This is an optimization exercise on Yosys and OpenROAD, whose aim is small area, not a production implementation.
Function was checked by simulation only, so behaviour that the tests miss may differ from the original.
No activity file was given, so power comes from the tool's default toggle rates.

$ cat flow/design.v
module cordic_atan2_pipe #(
    parameter int I  = 0,
    parameter int W  = 16,
    parameter int ZW = 11,
    parameter logic signed [ZW-1:0] ATAN_LUT = '0
)(
    input  logic                     clk,
    input  logic                     rst,
    input  logic signed [W-1:0]      X_in,
    input  logic signed [W-1:0]      Y_in,
    input  logic signed [ZW-1:0]     Z_in,
    output logic signed [W-1:0]      X_out,
    output logic signed [W-1:0]      Y_out,
    output logic signed [ZW-1:0]     Z_out
);
    logic signed [W-1:0]  X_next, Y_next;
    logic signed [ZW-1:0] Z_next;
    logic signed [W-1:0]  X_shift, Y_shift;
    assign X_shift = X_in >>> I;
    assign Y_shift = Y_in >>> I;
    always_comb begin
        if (Y_in[W-1] == 1'b0) begin  
            X_next = X_in + Y_shift;
            Y_next = Y_in - X_shift;
            Z_next = Z_in + ATAN_LUT;
        end else begin               
            X_next = X_in - Y_shift;
            Y_next = Y_in + X_shift;
            Z_next = Z_in - ATAN_LUT;
        end
    end
    always_ff @(posedge clk) begin
        X_out <= X_next;
        Y_out <= Y_next;
        Z_out <= Z_next;
    end
endmodule
module angle (
    input  logic     clk,
    input  logic     rst,
    input  logic signed [13:0]   gm_in_real,
    input  logic signed [13:0]   gm_in_imag,
    output logic signed [10:0]     ang_out
);
    localparam int INR_W    = 16;
    localparam int INR_I    = 1;
    localparam int INR_FRAC = INR_W - INR_I;   
    typedef logic signed [INR_W-1:0] in_r_t;
    localparam int R_W      = 7;
    localparam int R_I      = 1;
    localparam int R_FRAC   = R_W - R_I;       
    typedef logic signed [R_W-1:0] r_t;
    localparam int RHO_W    = 8;
    localparam int RHO_I    = 1;
    localparam int RHO_FRAC = RHO_W - RHO_I;   
    typedef logic signed [RHO_W-1:0] rho_t;
    localparam int EPS_W    = 21;
    localparam int EPS_I    = 1;
    localparam int EPS_FRAC = EPS_W - EPS_I;   
    typedef logic signed [EPS_W-1:0] eps_t;
    typedef logic [7:0] theta_t;
    localparam int PHI_W    = 14;
    localparam int PHI_I    = 6;
    localparam int PHI_FRAC = PHI_W - PHI_I;   
    typedef logic signed [PHI_W-1:0] phi_t;
    localparam int GAMMA_W    = 14;
    localparam int GAMMA_I    = 6;
    localparam int GAMMA_FRAC = GAMMA_W - GAMMA_I;  
    typedef logic signed [GAMMA_W-1:0] gamma_t;
    localparam int MAG_W    = 14;
    localparam int MAG_I    = 6;
    localparam int MAG_FRAC = MAG_W - MAG_I;   
    typedef logic signed [MAG_W-1:0] mag_t;
    localparam int ANG_W    = 11;
    localparam int ANG_I    = 3;
    localparam int ANG_FRAC = ANG_W - ANG_I;   
    typedef logic signed [ANG_W-1:0] ang_t;
    localparam int LAMBDA_W    = 14;
    localparam int LAMBDA_I    = 6;
    localparam int LAMBDA_FRAC = LAMBDA_W - LAMBDA_I;  
    typedef logic signed [LAMBDA_W-1:0] lambda_t;
    localparam int AMBM_W    = 10;
    localparam int AMBM_I    = 2;
    localparam int AMBM_FRAC = AMBM_W - AMBM_I;  
    typedef logic signed [AMBM_W-1:0] ambm_t;
    localparam int PI_W    = 8;
    localparam int PI_I    = 0;
    localparam int PI_FRAC = PI_W - PI_I;  
    typedef logic [PI_W-1:0] PI_t;
    localparam int RATIO_W    = 8;
    localparam int RATIO_I    = 0;
    localparam int RATIO_FRAC = RATIO_W - RATIO_I;  
    typedef logic [RATIO_W-1:0] ratio_t;
    localparam int ITERS = 6;
    localparam int W  = GAMMA_W;
    localparam int ZW = ANG_W;
    localparam logic [ITERS*ZW-1:0] ATAN_LUT = {
        11'b00000001000,  
        11'b00000010000,  
        11'b00000011111,  
        11'b00000111110,  
        11'b00001110110,  
        11'b00011001001   
    };
    localparam logic signed [ZW-1:0] PI_OVER_2_RAW = 11'sb00110010010;
    gamma_t x0_c, y0_c;
    ang_t   z0_c;
    gamma_t x0_r, y0_r;
    ang_t   z0_r;
    always_comb begin
        x0_c = gm_in_real;
        y0_c = gm_in_imag;
        z0_c = '0;
        if ($signed(gm_in_real) < 0) begin
            if ($signed(gm_in_imag) >= 0) begin
                x0_c = gm_in_imag;
                y0_c = -gm_in_real;
                z0_c = PI_OVER_2_RAW;
            end else begin
                x0_c = -gm_in_imag;
                y0_c =  gm_in_real;
                z0_c = -PI_OVER_2_RAW;
            end
        end
    end
    always_ff @(posedge clk) begin
        x0_r <= x0_c;
        y0_r <= y0_c;
        z0_r <= z0_c;
    end
    logic signed [W-1:0]  X [0:ITERS];
    logic signed [W-1:0]  Y [0:ITERS];
    logic signed [ZW-1:0] Z [0:ITERS];
    assign X[0] = x0_r;
    assign Y[0] = y0_r;
    assign Z[0] = z0_r;
    genvar gi;
    generate
        for (gi = 0; gi < ITERS; gi = gi + 1) begin : STAGE
            cordic_atan2_pipe #(
                .I(gi),
                .W(W),
                .ZW(ZW),
                .ATAN_LUT(ATAN_LUT[gi*ZW +: ZW])
            ) u_pipe (
                .clk  (clk),
                .rst  (rst),
                .X_in (X[gi]),
                .Y_in (Y[gi]),
                .Z_in (Z[gi]),
                .X_out(X[gi+1]),
                .Y_out(Y[gi+1]),
                .Z_out(Z[gi+1])
            );
        end
    endgenerate
    assign ang_out = ang_t'(Z[ITERS]);
endmodule
module argmax (
    input  logic    clk,
    input  logic    rst,         
    input  logic        in_valid,
    output logic [9:0]   count,
    input  logic signed [13:0] lambda_in,   
    input  logic signed [10:0]    angle_in,    
    output logic [7:0]  theta_out,   
    output logic signed [20:0]    eps_out       
);
    localparam int INR_W    = 16;
    localparam int INR_I    = 1;
    localparam int INR_FRAC = INR_W - INR_I;   
    typedef logic signed [INR_W-1:0] in_r_t;
    localparam int R_W      = 7;
    localparam int R_I      = 1;
    localparam int R_FRAC   = R_W - R_I;       
    typedef logic signed [R_W-1:0] r_t;
    localparam int RHO_W    = 8;
    localparam int RHO_I    = 1;
    localparam int RHO_FRAC = RHO_W - RHO_I;   
    typedef logic signed [RHO_W-1:0] rho_t;
    localparam int EPS_W    = 21;
    localparam int EPS_I    = 1;
    localparam int EPS_FRAC = EPS_W - EPS_I;   
    typedef logic signed [EPS_W-1:0] eps_t;
    typedef logic [7:0] theta_t;
    localparam int PHI_W    = 14;
    localparam int PHI_I    = 6;
    localparam int PHI_FRAC = PHI_W - PHI_I;   
    typedef logic signed [PHI_W-1:0] phi_t;
    localparam int GAMMA_W    = 14;
    localparam int GAMMA_I    = 6;
    localparam int GAMMA_FRAC = GAMMA_W - GAMMA_I;  
    typedef logic signed [GAMMA_W-1:0] gamma_t;
    localparam int MAG_W    = 14;
    localparam int MAG_I    = 6;
    localparam int MAG_FRAC = MAG_W - MAG_I;   
    typedef logic signed [MAG_W-1:0] mag_t;
    localparam int ANG_W    = 11;
    localparam int ANG_I    = 3;
    localparam int ANG_FRAC = ANG_W - ANG_I;   
    typedef logic signed [ANG_W-1:0] ang_t;
    localparam int LAMBDA_W    = 14;
    localparam int LAMBDA_I    = 6;
    localparam int LAMBDA_FRAC = LAMBDA_W - LAMBDA_I;  
    typedef logic signed [LAMBDA_W-1:0] lambda_t;
    localparam int AMBM_W    = 10;
    localparam int AMBM_I    = 2;
    localparam int AMBM_FRAC = AMBM_W - AMBM_I;  
    typedef logic signed [AMBM_W-1:0] ambm_t;
    localparam int PI_W    = 8;
    localparam int PI_I    = 0;
    localparam int PI_FRAC = PI_W - PI_I;  
    typedef logic [PI_W-1:0] PI_t;
    localparam int RATIO_W    = 8;
    localparam int RATIO_I    = 0;
    localparam int RATIO_FRAC = RATIO_W - RATIO_I;  
    typedef logic [RATIO_W-1:0] ratio_t;
    localparam int N = 256;
    localparam logic signed [LAMBDA_W-1:0] MIN_VAL_RAW = {1'b1, {(LAMBDA_W-1){1'b0}}};    
    localparam logic signed [9:0] COUNT_INIT = -10'sd281;
    localparam logic [PI_W-1:0] INV_TWO_PI_RAW = 8'b0010_1000;  
    logic in_valid_barrier;
    always_ff @(posedge clk) begin
        if (rst) begin
            in_valid_barrier <= 1'b0;
        end else begin
            if (in_valid) begin
                in_valid_barrier <= 1'b1;
            end else begin
                in_valid_barrier <= in_valid_barrier;
            end
        end
    end
    lambda_t            current_max,       current_max_next;
    logic signed [9:0]  current_max_idx_s, current_max_idx_s_next;
    ang_t               current_ang,       current_ang_next;
    logic signed [9:0]  count_next;
    theta_t theta_out_r, theta_out_r_next;
    eps_t   eps_out_r,   eps_out_r_next;
    assign theta_out = theta_out_r;
    assign eps_out   = eps_out_r;
    logic signed [LAMBDA_W-1:0] new_val;
    logic signed [ANG_W-1:0]    ang_new;
    assign new_val = lambda_in;
    assign ang_new = angle_in;
    logic signed [9:0] theta_idx_for_out;
    logic signed [ANG_W + PI_W - 1:0]     eps_prod;
    logic signed [ANG_W + PI_W + 4 - 1:0] eps_scaled_full;
    assign eps_prod        = $signed(current_ang_next) * $signed({1'b0, INV_TWO_PI_RAW});
    assign eps_scaled_full = eps_prod <<< 4;  
always_comb begin
    current_max_next       = current_max;
    current_max_idx_s_next = current_max_idx_s;
    current_ang_next       = current_ang;
    count_next             = count;
    theta_out_r_next = theta_out_r;
    eps_out_r_next   = eps_out_r;
    if (count == 10'sd0) begin
        current_max_next       = new_val;
        current_max_idx_s_next = 10'sd255;
        current_ang_next       = ang_new;
    end else begin
        current_max_idx_s_next = current_max_idx_s - 10'sd1;
        if (new_val >= current_max) begin
            current_max_next       = new_val;
            current_max_idx_s_next = 10'sd255;
            current_ang_next       = ang_new;
        end
    end
    count_next = (in_valid && !in_valid_barrier) ? COUNT_INIT : count + 10'sd1;
    theta_idx_for_out = current_max_idx_s_next;
    if (count_next >= 10'sd256) begin
        count_next             = 10'sd0;
        current_max_next       = MIN_VAL_RAW;
        current_max_idx_s_next = 10'sd256;  
    end
    theta_out_r_next = theta_idx_for_out[7:0];
    eps_out_r_next   = eps_scaled_full[EPS_W-1:0];
end
    always_ff @(posedge clk) begin
        if (rst) begin
            current_max       <= MIN_VAL_RAW;
            current_max_idx_s <= 10'sd0;
            current_ang       <= '0;
            count             <= -10'sd20;
            theta_out_r       <= '0;
            eps_out_r         <= '0;
        end else begin
            current_max       <= current_max_next;
            current_max_idx_s <= current_max_idx_s_next;
            current_ang       <= current_ang_next;
            count             <= count_next;
            theta_out_r       <= theta_out_r_next;
            eps_out_r         <= eps_out_r_next;
        end
    end
endmodule
module delay_n (
    input  logic clk,
    input  logic rst,
    input  logic signed [15:0] r_in_real,
    input  logic signed [15:0] r_in_imag,
    output logic signed [6:0]    r_d1_real,
    output logic signed [6:0]    r_d1_imag,
    output logic signed [6:0]    r_dN_out_real,
    output logic signed [6:0]    r_dN_out_imag
);
    localparam int INR_W    = 16;
    localparam int INR_I    = 1;
    localparam int INR_FRAC = INR_W - INR_I;   
    typedef logic signed [INR_W-1:0] in_r_t;
    localparam int R_W      = 7;
    localparam int R_I      = 1;
    localparam int R_FRAC   = R_W - R_I;       
    typedef logic signed [R_W-1:0] r_t;
    localparam int RHO_W    = 8;
    localparam int RHO_I    = 1;
    localparam int RHO_FRAC = RHO_W - RHO_I;   
    typedef logic signed [RHO_W-1:0] rho_t;
    localparam int EPS_W    = 21;
    localparam int EPS_I    = 1;
    localparam int EPS_FRAC = EPS_W - EPS_I;   
    typedef logic signed [EPS_W-1:0] eps_t;
    typedef logic [7:0] theta_t;
    localparam int PHI_W    = 14;
    localparam int PHI_I    = 6;
    localparam int PHI_FRAC = PHI_W - PHI_I;   
    typedef logic signed [PHI_W-1:0] phi_t;
    localparam int GAMMA_W    = 14;
    localparam int GAMMA_I    = 6;
    localparam int GAMMA_FRAC = GAMMA_W - GAMMA_I;  
    typedef logic signed [GAMMA_W-1:0] gamma_t;
    localparam int MAG_W    = 14;
    localparam int MAG_I    = 6;
    localparam int MAG_FRAC = MAG_W - MAG_I;   
    typedef logic signed [MAG_W-1:0] mag_t;
    localparam int ANG_W    = 11;
    localparam int ANG_I    = 3;
    localparam int ANG_FRAC = ANG_W - ANG_I;   
    typedef logic signed [ANG_W-1:0] ang_t;
    localparam int LAMBDA_W    = 14;
    localparam int LAMBDA_I    = 6;
    localparam int LAMBDA_FRAC = LAMBDA_W - LAMBDA_I;  
    typedef logic signed [LAMBDA_W-1:0] lambda_t;
    localparam int AMBM_W    = 10;
    localparam int AMBM_I    = 2;
    localparam int AMBM_FRAC = AMBM_W - AMBM_I;  
    typedef logic signed [AMBM_W-1:0] ambm_t;
    localparam int PI_W    = 8;
    localparam int PI_I    = 0;
    localparam int PI_FRAC = PI_W - PI_I;  
    typedef logic [PI_W-1:0] PI_t;
    localparam int RATIO_W    = 8;
    localparam int RATIO_I    = 0;
    localparam int RATIO_FRAC = RATIO_W - RATIO_I;  
    typedef logic [RATIO_W-1:0] ratio_t;
    localparam int N = 256;
    localparam int CNT_W = $clog2(N);
    r_t delay_line_real [0:N-1];
    r_t delay_line_imag [0:N-1];
    integer i;
    always_ff @(posedge clk) begin
        for (i = N-1; i > 0; i = i - 1) begin
            delay_line_real[i] <= delay_line_real[i-1];
            delay_line_imag[i] <= delay_line_imag[i-1];
        end
        delay_line_real[0] <= r_in_real[INR_W-1 -: R_W];
        delay_line_imag[0] <= r_in_imag[INR_W-1 -: R_W];
    end
    logic [CNT_W-1:0] warm_cnt;
    logic             warm_active;
    always_ff @(posedge clk) begin
        if (rst) begin
            warm_cnt    <= '0;
            warm_active <= 1'b1;
            r_d1_real     <= '0;
            r_d1_imag     <= '0;
            r_dN_out_real <= '0;
            r_dN_out_imag <= '0;
        end else begin
            r_d1_real <= r_in_real[15:9];
            r_d1_imag <= r_in_imag[15:9];
            if (warm_active) begin
                r_dN_out_real <= '0;
                r_dN_out_imag <= '0;
                warm_cnt <= warm_cnt + 1'b1;
                if (warm_cnt == N-1)
                    warm_active <= 1'b0;
            end else begin
                r_dN_out_real <= delay_line_real[N-1];
                r_dN_out_imag <= delay_line_imag[N-1];
            end
        end
    end
endmodule
module gamma_sum (
    input  logic clk,
    input  logic rst,   
    input  logic signed [6:0]   r_k_in_real,
    input  logic signed [6:0]   r_k_in_imag,
    input  logic signed [6:0]   r_k_minus_N_in_real,
    input  logic signed [6:0]   r_k_minus_N_in_imag,
    output logic signed [13:0] gamma_out_real,
    output logic signed [13:0] gamma_out_imag
);
    localparam int INR_W    = 16;
    localparam int INR_I    = 1;
    localparam int INR_FRAC = INR_W - INR_I;   
    typedef logic signed [INR_W-1:0] in_r_t;
    localparam int R_W      = 7;
    localparam int R_I      = 1;
    localparam int R_FRAC   = R_W - R_I;       
    typedef logic signed [R_W-1:0] r_t;
    localparam int RHO_W    = 8;
    localparam int RHO_I    = 1;
    localparam int RHO_FRAC = RHO_W - RHO_I;   
    typedef logic signed [RHO_W-1:0] rho_t;
    localparam int EPS_W    = 21;
    localparam int EPS_I    = 1;
    localparam int EPS_FRAC = EPS_W - EPS_I;   
    typedef logic signed [EPS_W-1:0] eps_t;
    typedef logic [7:0] theta_t;
    localparam int PHI_W    = 14;
    localparam int PHI_I    = 6;
    localparam int PHI_FRAC = PHI_W - PHI_I;   
    typedef logic signed [PHI_W-1:0] phi_t;
    localparam int GAMMA_W    = 14;
    localparam int GAMMA_I    = 6;
    localparam int GAMMA_FRAC = GAMMA_W - GAMMA_I;  
    typedef logic signed [GAMMA_W-1:0] gamma_t;
    localparam int MAG_W    = 14;
    localparam int MAG_I    = 6;
    localparam int MAG_FRAC = MAG_W - MAG_I;   
    typedef logic signed [MAG_W-1:0] mag_t;
    localparam int ANG_W    = 11;
    localparam int ANG_I    = 3;
    localparam int ANG_FRAC = ANG_W - ANG_I;   
    typedef logic signed [ANG_W-1:0] ang_t;
    localparam int LAMBDA_W    = 14;
    localparam int LAMBDA_I    = 6;
    localparam int LAMBDA_FRAC = LAMBDA_W - LAMBDA_I;  
    typedef logic signed [LAMBDA_W-1:0] lambda_t;
    localparam int AMBM_W    = 10;
    localparam int AMBM_I    = 2;
    localparam int AMBM_FRAC = AMBM_W - AMBM_I;  
    typedef logic signed [AMBM_W-1:0] ambm_t;
    localparam int PI_W    = 8;
    localparam int PI_I    = 0;
    localparam int PI_FRAC = PI_W - PI_I;  
    typedef logic [PI_W-1:0] PI_t;
    localparam int RATIO_W    = 8;
    localparam int RATIO_I    = 0;
    localparam int RATIO_FRAC = RATIO_W - RATIO_I;  
    typedef logic [RATIO_W-1:0] ratio_t;
    localparam int L_CONST    = 16;
    localparam int PROD_SHIFT = (2*R_FRAC - GAMMA_FRAC);  
    gamma_t delay_line_real [0:L_CONST-1];
    gamma_t delay_line_imag [0:L_CONST-1];
    gamma_t current_sum_real;
    gamma_t current_sum_imag;
    logic signed [2*R_W-1:0] ac_mul12_s1, bd_mul12_s1, bc_mul12_s1, ad_mul12_s1;
    gamma_t product_real_s2;
    gamma_t product_imag_s2;
    logic [L_CONST-1:0] valid_sr;
    always_ff @(posedge clk) begin
        if (rst) begin
            valid_sr <= '0;
        end else begin
            valid_sr <= {valid_sr[L_CONST-2:0], 1'b1};
        end
    end
    logic signed [2*R_W:0] prod_real_raw12_w;
    logic signed [2*R_W:0] prod_imag_raw12_w;
    assign prod_real_raw12_w = $signed(ac_mul12_s1) + $signed(bd_mul12_s1);
    assign prod_imag_raw12_w = $signed(bc_mul12_s1) - $signed(ad_mul12_s1);
    wire gamma_t old_real_raw = delay_line_real[L_CONST-1];
    wire gamma_t old_imag_raw = delay_line_imag[L_CONST-1];
    wire gamma_t old_real_w = valid_sr[L_CONST-1] ? old_real_raw : '0;
    wire gamma_t old_imag_w = valid_sr[L_CONST-1] ? old_imag_raw : '0;
    logic signed [GAMMA_W:0] sum_calc_real_w;
    logic signed [GAMMA_W:0] sum_calc_imag_w;
    assign sum_calc_real_w =
        $signed({current_sum_real[GAMMA_W-1], current_sum_real}) +
        $signed({product_real_s2[GAMMA_W-1],  product_real_s2 }) -
        $signed({old_real_w[GAMMA_W-1],       old_real_w      });
    assign sum_calc_imag_w =
        $signed({current_sum_imag[GAMMA_W-1], current_sum_imag}) +
        $signed({product_imag_s2[GAMMA_W-1],  product_imag_s2 }) -
        $signed({old_imag_w[GAMMA_W-1],       old_imag_w      });
    wire gamma_t new_sum_real_w = gamma_t'(sum_calc_real_w);
    wire gamma_t new_sum_imag_w = gamma_t'(sum_calc_imag_w);
    always_ff @(posedge clk) begin
        if (rst) begin
            ac_mul12_s1 <= '0;
            bd_mul12_s1 <= '0;
            bc_mul12_s1 <= '0;
            ad_mul12_s1 <= '0;
        end else begin
            ac_mul12_s1 <= $signed(r_k_in_real)         * $signed(r_k_minus_N_in_real);
            bd_mul12_s1 <= $signed(r_k_in_imag)         * $signed(r_k_minus_N_in_imag);
            bc_mul12_s1 <= $signed(r_k_in_imag)         * $signed(r_k_minus_N_in_real);
            ad_mul12_s1 <= $signed(r_k_in_real)         * $signed(r_k_minus_N_in_imag);
        end
    end
    always_ff @(posedge clk) begin
        if (rst) begin
            product_real_s2 <= '0;
            product_imag_s2 <= '0;
        end else begin
            product_real_s2 <= gamma_t'(prod_real_raw12_w >>> PROD_SHIFT);
            product_imag_s2 <= gamma_t'(prod_imag_raw12_w >>> PROD_SHIFT);
        end
    end
    integer i;
    always_ff @(posedge clk) begin
        for (i = L_CONST-1; i > 0; i--) begin
            delay_line_real[i] <= delay_line_real[i-1];
            delay_line_imag[i] <= delay_line_imag[i-1];
        end
        delay_line_real[0] <= product_real_s2;
        delay_line_imag[0] <= product_imag_s2;
    end
    always_ff @(posedge clk) begin
        if (rst) begin
            current_sum_real <= '0;
            current_sum_imag <= '0;
            gamma_out_real   <= '0;
            gamma_out_imag   <= '0;
        end else begin
            current_sum_real <= new_sum_real_w;
            current_sum_imag <= new_sum_imag_w;
            gamma_out_real <= new_sum_real_w;
            gamma_out_imag <= new_sum_imag_w;
        end
    end
endmodule
module mag (
    input  logic   clk,
    input  logic   rst,         
    input  logic signed [13:0] gm_in_real,
    input  logic signed [13:0] gm_in_imag,
    output logic signed [13:0]   mag_out
);
    localparam int INR_W    = 16;
    localparam int INR_I    = 1;
    localparam int INR_FRAC = INR_W - INR_I;   
    typedef logic signed [INR_W-1:0] in_r_t;
    localparam int R_W      = 7;
    localparam int R_I      = 1;
    localparam int R_FRAC   = R_W - R_I;       
    typedef logic signed [R_W-1:0] r_t;
    localparam int RHO_W    = 8;
    localparam int RHO_I    = 1;
    localparam int RHO_FRAC = RHO_W - RHO_I;   
    typedef logic signed [RHO_W-1:0] rho_t;
    localparam int EPS_W    = 21;
    localparam int EPS_I    = 1;
    localparam int EPS_FRAC = EPS_W - EPS_I;   
    typedef logic signed [EPS_W-1:0] eps_t;
    typedef logic [7:0] theta_t;
    localparam int PHI_W    = 14;
    localparam int PHI_I    = 6;
    localparam int PHI_FRAC = PHI_W - PHI_I;   
    typedef logic signed [PHI_W-1:0] phi_t;
    localparam int GAMMA_W    = 14;
    localparam int GAMMA_I    = 6;
    localparam int GAMMA_FRAC = GAMMA_W - GAMMA_I;  
    typedef logic signed [GAMMA_W-1:0] gamma_t;
    localparam int MAG_W    = 14;
    localparam int MAG_I    = 6;
    localparam int MAG_FRAC = MAG_W - MAG_I;   
    typedef logic signed [MAG_W-1:0] mag_t;
    localparam int ANG_W    = 11;
    localparam int ANG_I    = 3;
    localparam int ANG_FRAC = ANG_W - ANG_I;   
    typedef logic signed [ANG_W-1:0] ang_t;
    localparam int LAMBDA_W    = 14;
    localparam int LAMBDA_I    = 6;
    localparam int LAMBDA_FRAC = LAMBDA_W - LAMBDA_I;  
    typedef logic signed [LAMBDA_W-1:0] lambda_t;
    localparam int AMBM_W    = 10;
    localparam int AMBM_I    = 2;
    localparam int AMBM_FRAC = AMBM_W - AMBM_I;  
    typedef logic signed [AMBM_W-1:0] ambm_t;
    localparam int PI_W    = 8;
    localparam int PI_I    = 0;
    localparam int PI_FRAC = PI_W - PI_I;  
    typedef logic [PI_W-1:0] PI_t;
    localparam int RATIO_W    = 8;
    localparam int RATIO_I    = 0;
    localparam int RATIO_FRAC = RATIO_W - RATIO_I;  
    typedef logic [RATIO_W-1:0] ratio_t;
    localparam ratio_t SEG0 = 8'b00011001;
    localparam ratio_t SEG1 = 8'b00110011;
    localparam ratio_t SEG2 = 8'b01001110;
    localparam ratio_t SEG3 = 8'b01101010;
    localparam ratio_t SEG4 = 8'b10001001;
    localparam ratio_t SEG5 = 8'b10101011;
    localparam ratio_t SEG6 = 8'b11001000;
    localparam ratio_t SEG7 = 8'b11010010;
    localparam ambm_t ALPHA0 = 10'sb01_00110011;
    localparam ambm_t ALPHA1 = 10'sb00_11111110;
    localparam ambm_t ALPHA2 = 10'sb00_11111010;
    localparam ambm_t ALPHA3 = 10'sb00_11110011;
    localparam ambm_t ALPHA4 = 10'sb00_11101010;
    localparam ambm_t ALPHA5 = 10'sb00_11011111;
    localparam ambm_t ALPHA6 = 10'sb00_11010001;
    localparam ambm_t ALPHA7 = 10'sb00_11010001;
    localparam ambm_t ALPHA8 = 10'sb00_10110101;
    localparam ambm_t BETA0  = 10'sb00_00000110;
    localparam ambm_t BETA1  = 10'sb00_00011111;
    localparam ambm_t BETA2  = 10'sb00_00111000;
    localparam ambm_t BETA3  = 10'sb00_01010000;
    localparam ambm_t BETA4  = 10'sb00_01101000;
    localparam ambm_t BETA5  = 10'sb00_01111110;
    localparam ambm_t BETA6  = 10'sb00_10010011;
    localparam ambm_t BETA7  = 10'sb00_10010011;
    localparam ambm_t BETA8  = 10'sb00_10110100;
    gamma_t x0, y0;
    gamma_t ax0, ay0;
    gamma_t max0, min0;
    assign x0  = gm_in_real;
    assign y0  = gm_in_imag;
    assign ax0 = x0[GAMMA_W-1] ? gamma_t'(-$signed(x0)) : x0;
    assign ay0 = y0[GAMMA_W-1] ? gamma_t'(-$signed(y0)) : y0;
    assign max0 = ($signed(ax0) >= $signed(ay0)) ? ax0 : ay0;
    assign min0 = ($signed(ax0) >= $signed(ay0)) ? ay0 : ax0;
    logic [GAMMA_W-1:0] max_u0, min_u0;
    assign max_u0 = max0;
    assign min_u0 = min0;
    logic [GAMMA_W+8-1:0] left1_c;
    assign left1_c = {min_u0, 8'b0};
    gamma_t               max_s1, min_s1;
    logic [GAMMA_W-1:0]   max_u1;
    logic [GAMMA_W+8-1:0] left1;
    logic                 max_zero1;
    always_ff @(posedge clk) begin
        if (rst) begin
            max_s1     <= '0;
            min_s1     <= '0;
            max_u1     <= '0;
            left1      <= '0;
            max_zero1  <= 1'b1;
        end else begin
            max_s1     <= max0;
            min_s1     <= min0;
            max_u1     <= max_u0;
            left1      <= left1_c;
            max_zero1  <= (max_u0 == '0);
        end
    end
    logic [GAMMA_W+8-1:0] right0_c, right1_c, right2_c, right3_c;
    logic [GAMMA_W+8-1:0] right4_c, right5_c, right6_c, right7_c;
    assign right0_c = max_u1 * SEG0;
    assign right1_c = max_u1 * SEG1;
    assign right2_c = max_u1 * SEG2;
    assign right3_c = max_u1 * SEG3;
    assign right4_c = max_u1 * SEG4;
    assign right5_c = max_u1 * SEG5;
    assign right6_c = max_u1 * SEG6;
    assign right7_c = max_u1 * SEG7;
    logic [3:0] seg_idx_c;
    always_comb begin
        seg_idx_c = 4'd8;  
        if (max_zero1) begin
            seg_idx_c = 4'd9;
        end
        else if (left1 < right0_c) seg_idx_c = 4'd0;
        else if (left1 < right1_c) seg_idx_c = 4'd1;
        else if (left1 < right2_c) seg_idx_c = 4'd2;
        else if (left1 < right3_c) seg_idx_c = 4'd3;
        else if (left1 < right4_c) seg_idx_c = 4'd4;
        else if (left1 < right5_c) seg_idx_c = 4'd5;
        else if (left1 < right6_c) seg_idx_c = 4'd6;
        else if (left1 < right7_c) seg_idx_c = 4'd7;
    end
    logic [3:0] seg_idx_s2;
    gamma_t     max_s2, min_s2;
    always_ff @(posedge clk) begin
        if (rst) begin
            seg_idx_s2 <= 4'd9;
            max_s2     <= '0;
            min_s2     <= '0;
        end else begin
            seg_idx_s2 <= seg_idx_c;
            max_s2     <= max_s1;
            min_s2     <= min_s1;
        end
    end
    ambm_t alpha_s3_c, beta_s3_c;
    always_comb begin
        alpha_s3_c = ALPHA8;
        beta_s3_c  = BETA8;
        unique case (seg_idx_s2)
            4'd0: begin alpha_s3_c = ALPHA0; beta_s3_c = BETA0; end
            4'd1: begin alpha_s3_c = ALPHA1; beta_s3_c = BETA1; end
            4'd2: begin alpha_s3_c = ALPHA2; beta_s3_c = BETA2; end
            4'd3: begin alpha_s3_c = ALPHA3; beta_s3_c = BETA3; end
            4'd4: begin alpha_s3_c = ALPHA4; beta_s3_c = BETA4; end
            4'd5: begin alpha_s3_c = ALPHA5; beta_s3_c = BETA5; end
            4'd6: begin alpha_s3_c = ALPHA6; beta_s3_c = BETA6; end
            4'd7: begin alpha_s3_c = ALPHA7; beta_s3_c = BETA7; end
            4'd9: begin alpha_s3_c = '0;     beta_s3_c  = '0;    end
            default: ;  
        endcase
    end
    logic signed [AMBM_W+GAMMA_W-1:0] prod_a_full_c, prod_b_full_c;
    assign prod_a_full_c = $signed(alpha_s3_c) * $signed(max_s2);
    assign prod_b_full_c = $signed(beta_s3_c)  * $signed(min_s2);
    logic signed [MAG_W:0] term_a_c, term_b_c;
    assign term_a_c = $signed(prod_a_full_c >>> AMBM_FRAC);
    assign term_b_c = $signed(prod_b_full_c >>> AMBM_FRAC);
    logic signed [MAG_W:0] term_a_s3, term_b_s3;
    always_ff @(posedge clk) begin
        if (rst) begin
            term_a_s3 <= '0;
            term_b_s3 <= '0;
        end else begin
            term_a_s3 <= term_a_c;
            term_b_s3 <= term_b_c;
        end
    end
    logic signed [MAG_W:0] z_sum_c;
    assign z_sum_c = term_a_s3 + term_b_s3;
    always_ff @(posedge clk) begin
        if (rst) begin
            mag_out <= '0;
        end else begin
            mag_out <= mag_t'(z_sum_c[MAG_W-1:0]);
        end
    end
endmodule
module minus (
    input  logic   clk,
    input  logic   rst,  
    input  logic signed [13:0]   mag_in,
    input  logic signed [13:0]   phi_in,
    input  logic signed [7:0]   rho_in,
    output logic signed [13:0] lambda_out
);
    localparam int INR_W    = 16;
    localparam int INR_I    = 1;
    localparam int INR_FRAC = INR_W - INR_I;   
    typedef logic signed [INR_W-1:0] in_r_t;
    localparam int R_W      = 7;
    localparam int R_I      = 1;
    localparam int R_FRAC   = R_W - R_I;       
    typedef logic signed [R_W-1:0] r_t;
    localparam int RHO_W    = 8;
    localparam int RHO_I    = 1;
    localparam int RHO_FRAC = RHO_W - RHO_I;   
    typedef logic signed [RHO_W-1:0] rho_t;
    localparam int EPS_W    = 21;
    localparam int EPS_I    = 1;
    localparam int EPS_FRAC = EPS_W - EPS_I;   
    typedef logic signed [EPS_W-1:0] eps_t;
    typedef logic [7:0] theta_t;
    localparam int PHI_W    = 14;
    localparam int PHI_I    = 6;
    localparam int PHI_FRAC = PHI_W - PHI_I;   
    typedef logic signed [PHI_W-1:0] phi_t;
    localparam int GAMMA_W    = 14;
    localparam int GAMMA_I    = 6;
    localparam int GAMMA_FRAC = GAMMA_W - GAMMA_I;  
    typedef logic signed [GAMMA_W-1:0] gamma_t;
    localparam int MAG_W    = 14;
    localparam int MAG_I    = 6;
    localparam int MAG_FRAC = MAG_W - MAG_I;   
    typedef logic signed [MAG_W-1:0] mag_t;
    localparam int ANG_W    = 11;
    localparam int ANG_I    = 3;
    localparam int ANG_FRAC = ANG_W - ANG_I;   
    typedef logic signed [ANG_W-1:0] ang_t;
    localparam int LAMBDA_W    = 14;
    localparam int LAMBDA_I    = 6;
    localparam int LAMBDA_FRAC = LAMBDA_W - LAMBDA_I;  
    typedef logic signed [LAMBDA_W-1:0] lambda_t;
    localparam int AMBM_W    = 10;
    localparam int AMBM_I    = 2;
    localparam int AMBM_FRAC = AMBM_W - AMBM_I;  
    typedef logic signed [AMBM_W-1:0] ambm_t;
    localparam int PI_W    = 8;
    localparam int PI_I    = 0;
    localparam int PI_FRAC = PI_W - PI_I;  
    typedef logic [PI_W-1:0] PI_t;
    localparam int RATIO_W    = 8;
    localparam int RATIO_I    = 0;
    localparam int RATIO_FRAC = RATIO_W - RATIO_I;  
    typedef logic [RATIO_W-1:0] ratio_t;
    localparam rho_t rho_const = 8'sb01111111;  
    logic signed [RHO_W + PHI_W - 1:0] prod_full_w;
    logic signed [RHO_W + PHI_W - 1:0] phi_ext;
    assign phi_ext = $signed({1'b0, phi_in});
    assign prod_full_w = (phi_ext <<< 7) - phi_ext;
    logic signed [RHO_W + PHI_W - 1:0] prod_full_s1;
    mag_t                              mag_s1;
    always_ff @(posedge clk) begin
        if (rst) begin
            prod_full_s1 <= '0;
            mag_s1       <= '0;
        end else begin
            prod_full_s1 <= prod_full_w;
            mag_s1       <= mag_in;       
        end
    end
    logic signed [RHO_W + PHI_W - 1:0] prod_shifted_w;
    logic signed [LAMBDA_W-1:0]        rho_phi_q6_8_w;
    assign prod_shifted_w = prod_full_s1 >>> RHO_FRAC;
    assign rho_phi_q6_8_w = prod_shifted_w[LAMBDA_W-1:0];
    logic signed [LAMBDA_W-1:0] rho_phi_q6_8_s2;
    mag_t                       mag_s2;
    always_ff @(posedge clk) begin
        if (rst) begin
            rho_phi_q6_8_s2 <= '0;
            mag_s2          <= '0;
        end else begin
            rho_phi_q6_8_s2 <= rho_phi_q6_8_w;
            mag_s2          <= mag_s1;    
        end
    end
    logic signed [LAMBDA_W-1:0] lambda_calc_w;
    assign lambda_calc_w = $signed(mag_s2) - $signed(rho_phi_q6_8_s2);
    always_ff @(posedge clk) begin
        if (rst) begin
            lambda_out <= '0;
        end else begin
            lambda_out <= lambda_t'(lambda_calc_w);
        end
    end
endmodule
module phi_sum (
    input  logic clk,
    input  logic rst,   
    input  logic signed [6:0]   r_k_in_real,
    input  logic signed [6:0]   r_k_in_imag,
    input  logic signed [6:0]   r_k_minus_N_in_real,
    input  logic signed [6:0]   r_k_minus_N_in_imag,
    input  logic signed [7:0] rho_in,
    output logic signed [13:0] phi_out
);
    localparam int INR_W    = 16;
    localparam int INR_I    = 1;
    localparam int INR_FRAC = INR_W - INR_I;   
    typedef logic signed [INR_W-1:0] in_r_t;
    localparam int R_W      = 7;
    localparam int R_I      = 1;
    localparam int R_FRAC   = R_W - R_I;       
    typedef logic signed [R_W-1:0] r_t;
    localparam int RHO_W    = 8;
    localparam int RHO_I    = 1;
    localparam int RHO_FRAC = RHO_W - RHO_I;   
    typedef logic signed [RHO_W-1:0] rho_t;
    localparam int EPS_W    = 21;
    localparam int EPS_I    = 1;
    localparam int EPS_FRAC = EPS_W - EPS_I;   
    typedef logic signed [EPS_W-1:0] eps_t;
    typedef logic [7:0] theta_t;
    localparam int PHI_W    = 14;
    localparam int PHI_I    = 6;
    localparam int PHI_FRAC = PHI_W - PHI_I;   
    typedef logic signed [PHI_W-1:0] phi_t;
    localparam int GAMMA_W    = 14;
    localparam int GAMMA_I    = 6;
    localparam int GAMMA_FRAC = GAMMA_W - GAMMA_I;  
    typedef logic signed [GAMMA_W-1:0] gamma_t;
    localparam int MAG_W    = 14;
    localparam int MAG_I    = 6;
    localparam int MAG_FRAC = MAG_W - MAG_I;   
    typedef logic signed [MAG_W-1:0] mag_t;
    localparam int ANG_W    = 11;
    localparam int ANG_I    = 3;
    localparam int ANG_FRAC = ANG_W - ANG_I;   
    typedef logic signed [ANG_W-1:0] ang_t;
    localparam int LAMBDA_W    = 14;
    localparam int LAMBDA_I    = 6;
    localparam int LAMBDA_FRAC = LAMBDA_W - LAMBDA_I;  
    typedef logic signed [LAMBDA_W-1:0] lambda_t;
    localparam int AMBM_W    = 10;
    localparam int AMBM_I    = 2;
    localparam int AMBM_FRAC = AMBM_W - AMBM_I;  
    typedef logic signed [AMBM_W-1:0] ambm_t;
    localparam int PI_W    = 8;
    localparam int PI_I    = 0;
    localparam int PI_FRAC = PI_W - PI_I;  
    typedef logic [PI_W-1:0] PI_t;
    localparam int RATIO_W    = 8;
    localparam int RATIO_I    = 0;
    localparam int RATIO_FRAC = RATIO_W - RATIO_I;  
    typedef logic [RATIO_W-1:0] ratio_t;
    localparam int L_CONST_PHI = 16;
    localparam int SQ_SHIFT    = (2*R_FRAC - PHI_FRAC);  
    localparam int EXTRA_OUT_LAT = 3;  
    localparam rho_t RHO_CONST = 8'sb01111111;
    phi_t delay_line [0:L_CONST_PHI-1];
    phi_t current_sum;
    logic signed [2*R_W-1:0] a_re_sq12_s1, a_im_sq12_s1;
    logic signed [2*R_W-1:0] b_re_sq12_s1, b_im_sq12_s1;
    rho_t                    rho_s1;
    phi_t r_k_sq_s2;
    phi_t r_kmN_sq_s2;
    rho_t rho_half_s2;
    phi_t energy_to_sum_s3;
    phi_t phi_out_d1, phi_out_d2, phi_out_d3;
    logic [L_CONST_PHI-1:0] valid_sr;
    always_ff @(posedge clk) begin
        if (rst) begin
            valid_sr <= '0;
        end else begin
            valid_sr <= {valid_sr[L_CONST_PHI-2:0], 1'b1};
        end
    end
    logic signed [2*R_W:0] a_sum_sq12_w;
    logic signed [2*R_W:0] b_sum_sq12_w;
    assign a_sum_sq12_w = $signed(a_re_sq12_s1) + $signed(a_im_sq12_s1);
    assign b_sum_sq12_w = $signed(b_re_sq12_s1) + $signed(b_im_sq12_s1);
    logic signed [PHI_W:0] sum_sq_ext_w;
    assign sum_sq_ext_w =
        $signed({r_k_sq_s2[PHI_W-1],   r_k_sq_s2  }) +
        $signed({r_kmN_sq_s2[PHI_W-1], r_kmN_sq_s2});
    logic signed [RHO_W + (PHI_W+1) - 1:0] energy_prod_w;
    logic signed [PHI_W+6:0] sum_mul63_w;
    assign sum_mul63_w  = ($signed(sum_sq_ext_w) <<< 6) - $signed(sum_sq_ext_w);
    assign energy_prod_w = $signed(sum_mul63_w);
    wire phi_t old_energy_raw = delay_line[L_CONST_PHI-1];
    wire phi_t old_energy_w = valid_sr[L_CONST_PHI-1] ? old_energy_raw : '0;
    logic signed [PHI_W:0] sum_calc_w;
    assign sum_calc_w =
        $signed({current_sum[PHI_W-1],      current_sum     }) +
        $signed({energy_to_sum_s3[PHI_W-1], energy_to_sum_s3}) -
        $signed({old_energy_w[PHI_W-1],     old_energy_w    });
    wire phi_t new_sum_w = phi_t'(sum_calc_w);
    always_ff @(posedge clk) begin
        if (rst) begin
            a_re_sq12_s1 <= '0; a_im_sq12_s1 <= '0;
            b_re_sq12_s1 <= '0; b_im_sq12_s1 <= '0;
            rho_s1       <= '0;
        end else begin
            a_re_sq12_s1 <= $signed(r_k_in_real)         * $signed(r_k_in_real);
            a_im_sq12_s1 <= $signed(r_k_in_imag)         * $signed(r_k_in_imag);
            b_re_sq12_s1 <= $signed(r_k_minus_N_in_real) * $signed(r_k_minus_N_in_real);
            b_im_sq12_s1 <= $signed(r_k_minus_N_in_imag) * $signed(r_k_minus_N_in_imag);
            rho_s1       <= RHO_CONST;
        end
    end
    always_ff @(posedge clk) begin
        if (rst) begin
            r_k_sq_s2   <= '0;
            r_kmN_sq_s2 <= '0;
            rho_half_s2 <= '0;
        end else begin
            r_k_sq_s2   <= phi_t'(a_sum_sq12_w >>> SQ_SHIFT);
            r_kmN_sq_s2 <= phi_t'(b_sum_sq12_w >>> SQ_SHIFT);
            rho_half_s2 <= $signed(rho_s1) >>> 1;
        end
    end
    always_ff @(posedge clk) begin
        if (rst) begin
            energy_to_sum_s3 <= '0;
        end else begin
            energy_to_sum_s3 <= phi_t'(energy_prod_w >>> RHO_FRAC);
        end
    end
    integer i;
    always_ff @(posedge clk) begin
        if (rst) begin
            current_sum <= '0;
            phi_out_d1 <= '0;
            phi_out_d2 <= '0;
            phi_out_d3 <= '0;
            phi_out    <= '0;
        end else begin
            current_sum <= new_sum_w;
            phi_out_d1 <= new_sum_w;
            phi_out_d2 <= phi_out_d1;
            phi_out_d3 <= phi_out_d2;
            phi_out    <= phi_out_d3;
        end
    end
    always_ff @(posedge clk) begin
            for (i = L_CONST_PHI-1; i > 0; i--)
                delay_line[i] <= delay_line[i-1];
            delay_line[0] <= energy_to_sum_s3;
    end
endmodule
module top (
    input  logic   clk,
    input  logic   rst,
    input  logic   in_valid,
    input  logic signed [15:0]  rx_re_in,
    input  logic signed [15:0]  rx_img_in,
    input  logic signed [7:0]   rho,
    output logic [7:0] theta,
    output logic signed [20:0]   epsilon,
    output logic   out_valid
);
    localparam int INR_W    = 16;
    localparam int INR_I    = 1;
    localparam int INR_FRAC = INR_W - INR_I;   
    typedef logic signed [INR_W-1:0] in_r_t;
    localparam int R_W      = 7;
    localparam int R_I      = 1;
    localparam int R_FRAC   = R_W - R_I;       
    typedef logic signed [R_W-1:0] r_t;
    localparam int RHO_W    = 8;
    localparam int RHO_I    = 1;
    localparam int RHO_FRAC = RHO_W - RHO_I;   
    typedef logic signed [RHO_W-1:0] rho_t;
    localparam int EPS_W    = 21;
    localparam int EPS_I    = 1;
    localparam int EPS_FRAC = EPS_W - EPS_I;   
    typedef logic signed [EPS_W-1:0] eps_t;
    typedef logic [7:0] theta_t;
    localparam int PHI_W    = 14;
    localparam int PHI_I    = 6;
    localparam int PHI_FRAC = PHI_W - PHI_I;   
    typedef logic signed [PHI_W-1:0] phi_t;
    localparam int GAMMA_W    = 14;
    localparam int GAMMA_I    = 6;
    localparam int GAMMA_FRAC = GAMMA_W - GAMMA_I;  
    typedef logic signed [GAMMA_W-1:0] gamma_t;
    localparam int MAG_W    = 14;
    localparam int MAG_I    = 6;
    localparam int MAG_FRAC = MAG_W - MAG_I;   
    typedef logic signed [MAG_W-1:0] mag_t;
    localparam int ANG_W    = 11;
    localparam int ANG_I    = 3;
    localparam int ANG_FRAC = ANG_W - ANG_I;   
    typedef logic signed [ANG_W-1:0] ang_t;
    localparam int LAMBDA_W    = 14;
    localparam int LAMBDA_I    = 6;
    localparam int LAMBDA_FRAC = LAMBDA_W - LAMBDA_I;  
    typedef logic signed [LAMBDA_W-1:0] lambda_t;
    localparam int AMBM_W    = 10;
    localparam int AMBM_I    = 2;
    localparam int AMBM_FRAC = AMBM_W - AMBM_I;  
    typedef logic signed [AMBM_W-1:0] ambm_t;
    localparam int PI_W    = 8;
    localparam int PI_I    = 0;
    localparam int PI_FRAC = PI_W - PI_I;  
    typedef logic [PI_W-1:0] PI_t;
    localparam int RATIO_W    = 8;
    localparam int RATIO_I    = 0;
    localparam int RATIO_FRAC = RATIO_W - RATIO_I;  
    typedef logic [RATIO_W-1:0] ratio_t;
    r_t     r_d1_real, r_d1_imag;
    r_t     r_dN_out_real, r_dN_out_imag;
    phi_t   phi_out_s;
    gamma_t gamma_out_real_s, gamma_out_imag_s;
    mag_t   mag_out_s;
    ang_t   ang_out_s;
    lambda_t lambda_out_s;
    theta_t theta_sig_s;
    eps_t   epsilon_sig_s;
    logic [9:0] count;
    delay_n U_DELAY_N (
        .clk           (clk),
        .rst           (rst),
        .r_in_real     (rx_re_in),
        .r_in_imag     (rx_img_in),
        .r_d1_real     (r_d1_real),
        .r_d1_imag     (r_d1_imag),
        .r_dN_out_real (r_dN_out_real),
        .r_dN_out_imag (r_dN_out_imag)
    );
    phi_sum U_PHI_SUM (
        .clk                 (clk),
        .rst                 (rst),
        .r_k_in_real         (r_d1_real),
        .r_k_in_imag         (r_d1_imag),
        .r_k_minus_N_in_real (r_dN_out_real),
        .r_k_minus_N_in_imag (r_dN_out_imag),
        .rho_in              (rho),
        .phi_out             (phi_out_s)
    );
    gamma_sum U_GAMMA_SUM (
        .clk                 (clk),
        .rst                 (rst),
        .r_k_in_real         (r_d1_real),
        .r_k_in_imag         (r_d1_imag),
        .r_k_minus_N_in_real (r_dN_out_real),
        .r_k_minus_N_in_imag (r_dN_out_imag),
        .gamma_out_real      (gamma_out_real_s),
        .gamma_out_imag      (gamma_out_imag_s)
    );
    mag U_MAG (
        .clk        (clk),
        .rst        (rst),
        .gm_in_real (gamma_out_real_s),
        .gm_in_imag (gamma_out_imag_s),
        .mag_out    (mag_out_s)
    );
    angle U_ANGLE (
        .clk        (clk),
        .rst        (rst),
        .gm_in_real (gamma_out_real_s),
        .gm_in_imag (gamma_out_imag_s),
        .ang_out    (ang_out_s)
    );
    minus U_MINUS (
        .clk        (clk),
        .rst        (rst),
        .mag_in     (mag_out_s),
        .phi_in     (phi_out_s),
        .rho_in     (rho),
        .lambda_out (lambda_out_s)
    );
    argmax U_ARGMAX (
        .clk       (clk),
        .rst       (rst),
        .in_valid  (in_valid),
        .count     (count),
        .angle_in  (ang_out_s),
        .lambda_in (lambda_out_s),
        .theta_out (theta_sig_s),
        .eps_out   (epsilon_sig_s)
    );
    assign theta   = theta_sig_s;
    assign epsilon = epsilon_sig_s;
    logic isPassBarrier;
    always_ff @(posedge clk) begin
        if (rst) begin
            isPassBarrier <= 1'b0;
        end else begin
            if (count == 10'd0) begin
                isPassBarrier <= 1'b1;
            end else begin
                isPassBarrier <= isPassBarrier;
            end
        end
    end
    assign out_valid = (count == 10'd0) && (isPassBarrier == 1'b1);
endmodule
$ cat flow/run.sh
#!/bin/bash
# synth_recipe.tcl (not shown) runs the flow's synth.tcl, then flattens the netlist and writes it again
# the make line also repeats each setting of config.mk as NAME=value (left out here)
make -C /OpenROAD-flow-scripts/flow DESIGN_CONFIG=/design/flow/config.mk WORK_HOME=/design/flow/orfs CLKGATE_MAP_FILE= SYNTH_SCRIPT=/design/flow/synth_recipe.tcl finish
$ cat flow/config.mk
export PLATFORM = sky130hd
export DESIGN_NAME = top
export DESIGN_NICKNAME = top
export VERILOG_FILES = /design/flow/design.v
export SDC_FILE = /design/flow/constraint.sdc
export NUM_CORES = 4
export LEC_CHECK = 0
export CAP_MARGIN = 20
export CORE_MARGIN = 2
export CORE_UTILIZATION = 40
export SLEW_MARGIN = 20
$ cat flow/constraint.sdc
create_clock -name core_clock -period 7.0 [get_ports {clk}]
set_input_delay 1.4000 -clock core_clock [delete_from_list [all_inputs] [get_ports {clk}]]
set_output_delay 1.4000 -clock core_clock [all_outputs]
set_load 0.01 [all_outputs]
Routed clock nets over the placement:
Drawn at 1 px/um.
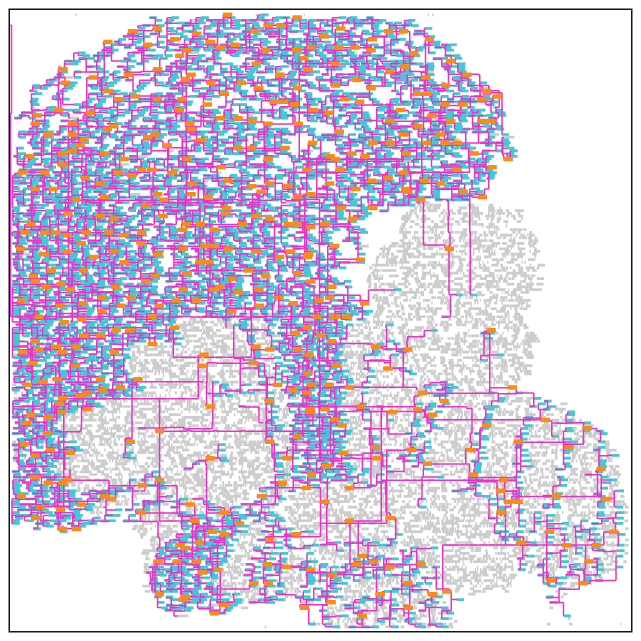
[flip-flops] cyan | count: 4862
[clock wires] magenta | length: 50.4 mm
[clock drivers] orange | count: 445
routed clock nets: 446
Clk. pwr: 24800 uW
clock latency (worst-skew pair): 950 ps
Clock Power Share: 36.8%

Path with the least slack:
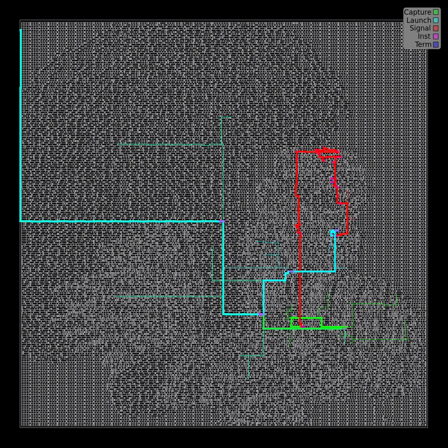
post-layout util: 46.2%
final worst path period need: 6480 ps
setup ws final: 519 ps

==> flow_metrics.tcl <==
set metrics [dict create \
    status "timing/DRC/antenna clean" \
    synth-main-ff-cell "dfxtp_1" \
    dieArea_mm2 0.386 \
    inv_count 1191 \
    rr_endpoint "U_MAG.seg_idx_s2[2]$_SDFF_PP0_" \
    endpoint "U_MAG.seg_idx_s2[2]$_SDFF_PP0_" \
    synth_edf_count 0 \
    biggestRegsByFlops "U_DELAY_N.delay_line_imag: 1792 flops, U_DELAY_N.delay_line_real: 1792 flops, U_PHI_SUM.delay_line: 192 flops" \
    fillerInstances 34000 \
    wl_met1_um 119000 \
    setup_viol_count_final 0 \
    worstSetupEndpointType "register" \
    ff2ff_setup_slack_ps 520 \
    area_growth_pct 14.9 \
    hold_violations 0 \
    synth_mux_area_share_pct 0.384 \
    whs_endpoint "U_DELAY_N.delay_line_real[10][3]$_DFF_P_" \
    synth_async_sr_flop_share_pct 0 \
    crit_cells 25 \
    die_w_um 621 \
    htreeDepth 5 \
    io_pins 73 \
    use_met2_pct 18.8 \
    p_sw_share_pct 26.2 \
    rsz0062_at_grt "false" \
    clk_pin_slew_ps 60 \
    dp.cells 16800 \
    clock_area_share_pct 8.92 \
    path_buf_inv 6 \
    p_comb_uw 12200 \
    ctsHoldBuffers 0 \
    grt_pass1_wl_um 390000 \
    seq-power_uw 30400 \
    stdcell_count 17700 \
    dr.pass1.iters 5 \
    power_frac_comb_pct 18.1 \
    antenna_cells 7 \
    slew_headroom_pct 25.5 \
    maxPowerGroup "sequential cells" \
    slowest_stage "fa_1" \
    cp-start-kind "register" \
    dp_hpwl_um 160000 \
    ant_nets 0 \
    yosys_register_bits 4862 \
    cts_buffers 445 \
    nClkBuffers 621 \
    met1_usage_pct 17.6 \
    slew_viol_final 0 \
    gp_congestion 0.854 \
    met3_usage_pct 2.29 \
    buf_share_pct 0.847 \
    vias_per_cell 4.29 \
    hold_path_class "register to register" \
    sh_seq_area_pct 55.7 \
    synth_top_area_share_pct 63.9 \
    synth_fa_ha_area_share_pct 17.1 \
    cts_setup_buffers 0 \
    mostFrequentLayoutCells "dfxtp_1 (4861), inv_1 (1188), ha_1 (1024)" \
    cp.arrival_ps 7300 \
    ys_warn_count 25 \
    grt.total_usage_pct 12.4 \
    cts_resized 0 \
    syn_inst 11800 \
    max_freq_mhz 154 \
    synth_top_area_cell "dfxtp_1" \
    vias 75700 \
    regToRegStartpoint "U_MAG.max_s1[2]$_SDFF_PP0_" \
    synth.top_cells.by_count "dfxtp_1 (4862), inv_1 (1188), ha_1 (1024)" \
    cp_common_cell "ha_1" \
    grt_pass1_vias 75600 \
    yosys-top-cells-area "dfxtp_1 (64%), fa_1 (8.7%), ha_1 (8.4%)" \
    ys_types 80 \
    synth_compound_area_share_pct 4.71 \
    tightest_slew_ps 1120 \
    multi_input_gates 5571 \
    crit_fanout 7 \
    num-nonclk-buffers 182 \
    nNetsFinal 14000 \
    pwr_density_cell_mw_per_mm2 385 \
    die_height_um 621 \
    grt_start_max_net_pins 160 \
    design.seq.count 4862 \
    r2r_cells 25 \
    grt.overflow.total 0 \
    tap_cells 5016 \
    seq_area_frac_synth_pct 63.9 \
    final.setup.tns_ps 0 \
    synth_top_family_by_area "adder cells" \
    p_leak_uw 0.0774 \
    dr_wl_met2_um 99100 \
    place_ws_ps 327 \
]

-- afterwards: timing with drivers on the ports --
No port has a modelled driver above. Below, the same layout with a new extraction and two added sets of constraints. Step 1 assumes that a clkbuf_16 drives the clock port and a buf_2 every other input. Step 2 moves the port delays by t, midway between the first and last clock arrival at a register: inputs arrive t later, outputs are due t later. That takes back most of the time a late clock gives input paths. Three values: ideal ports, drivers, drivers and shift; two values: the first two.
t, ns: 1.010
slack for setup (ns): 0.519 / 0.519 / 0.519
worst setup path after step 2: register to register
After both steps this run still meets setup and hold. For this run, drivers alone change the setup slack by 0.000 ns; drivers and shift together by 0.000 ns.
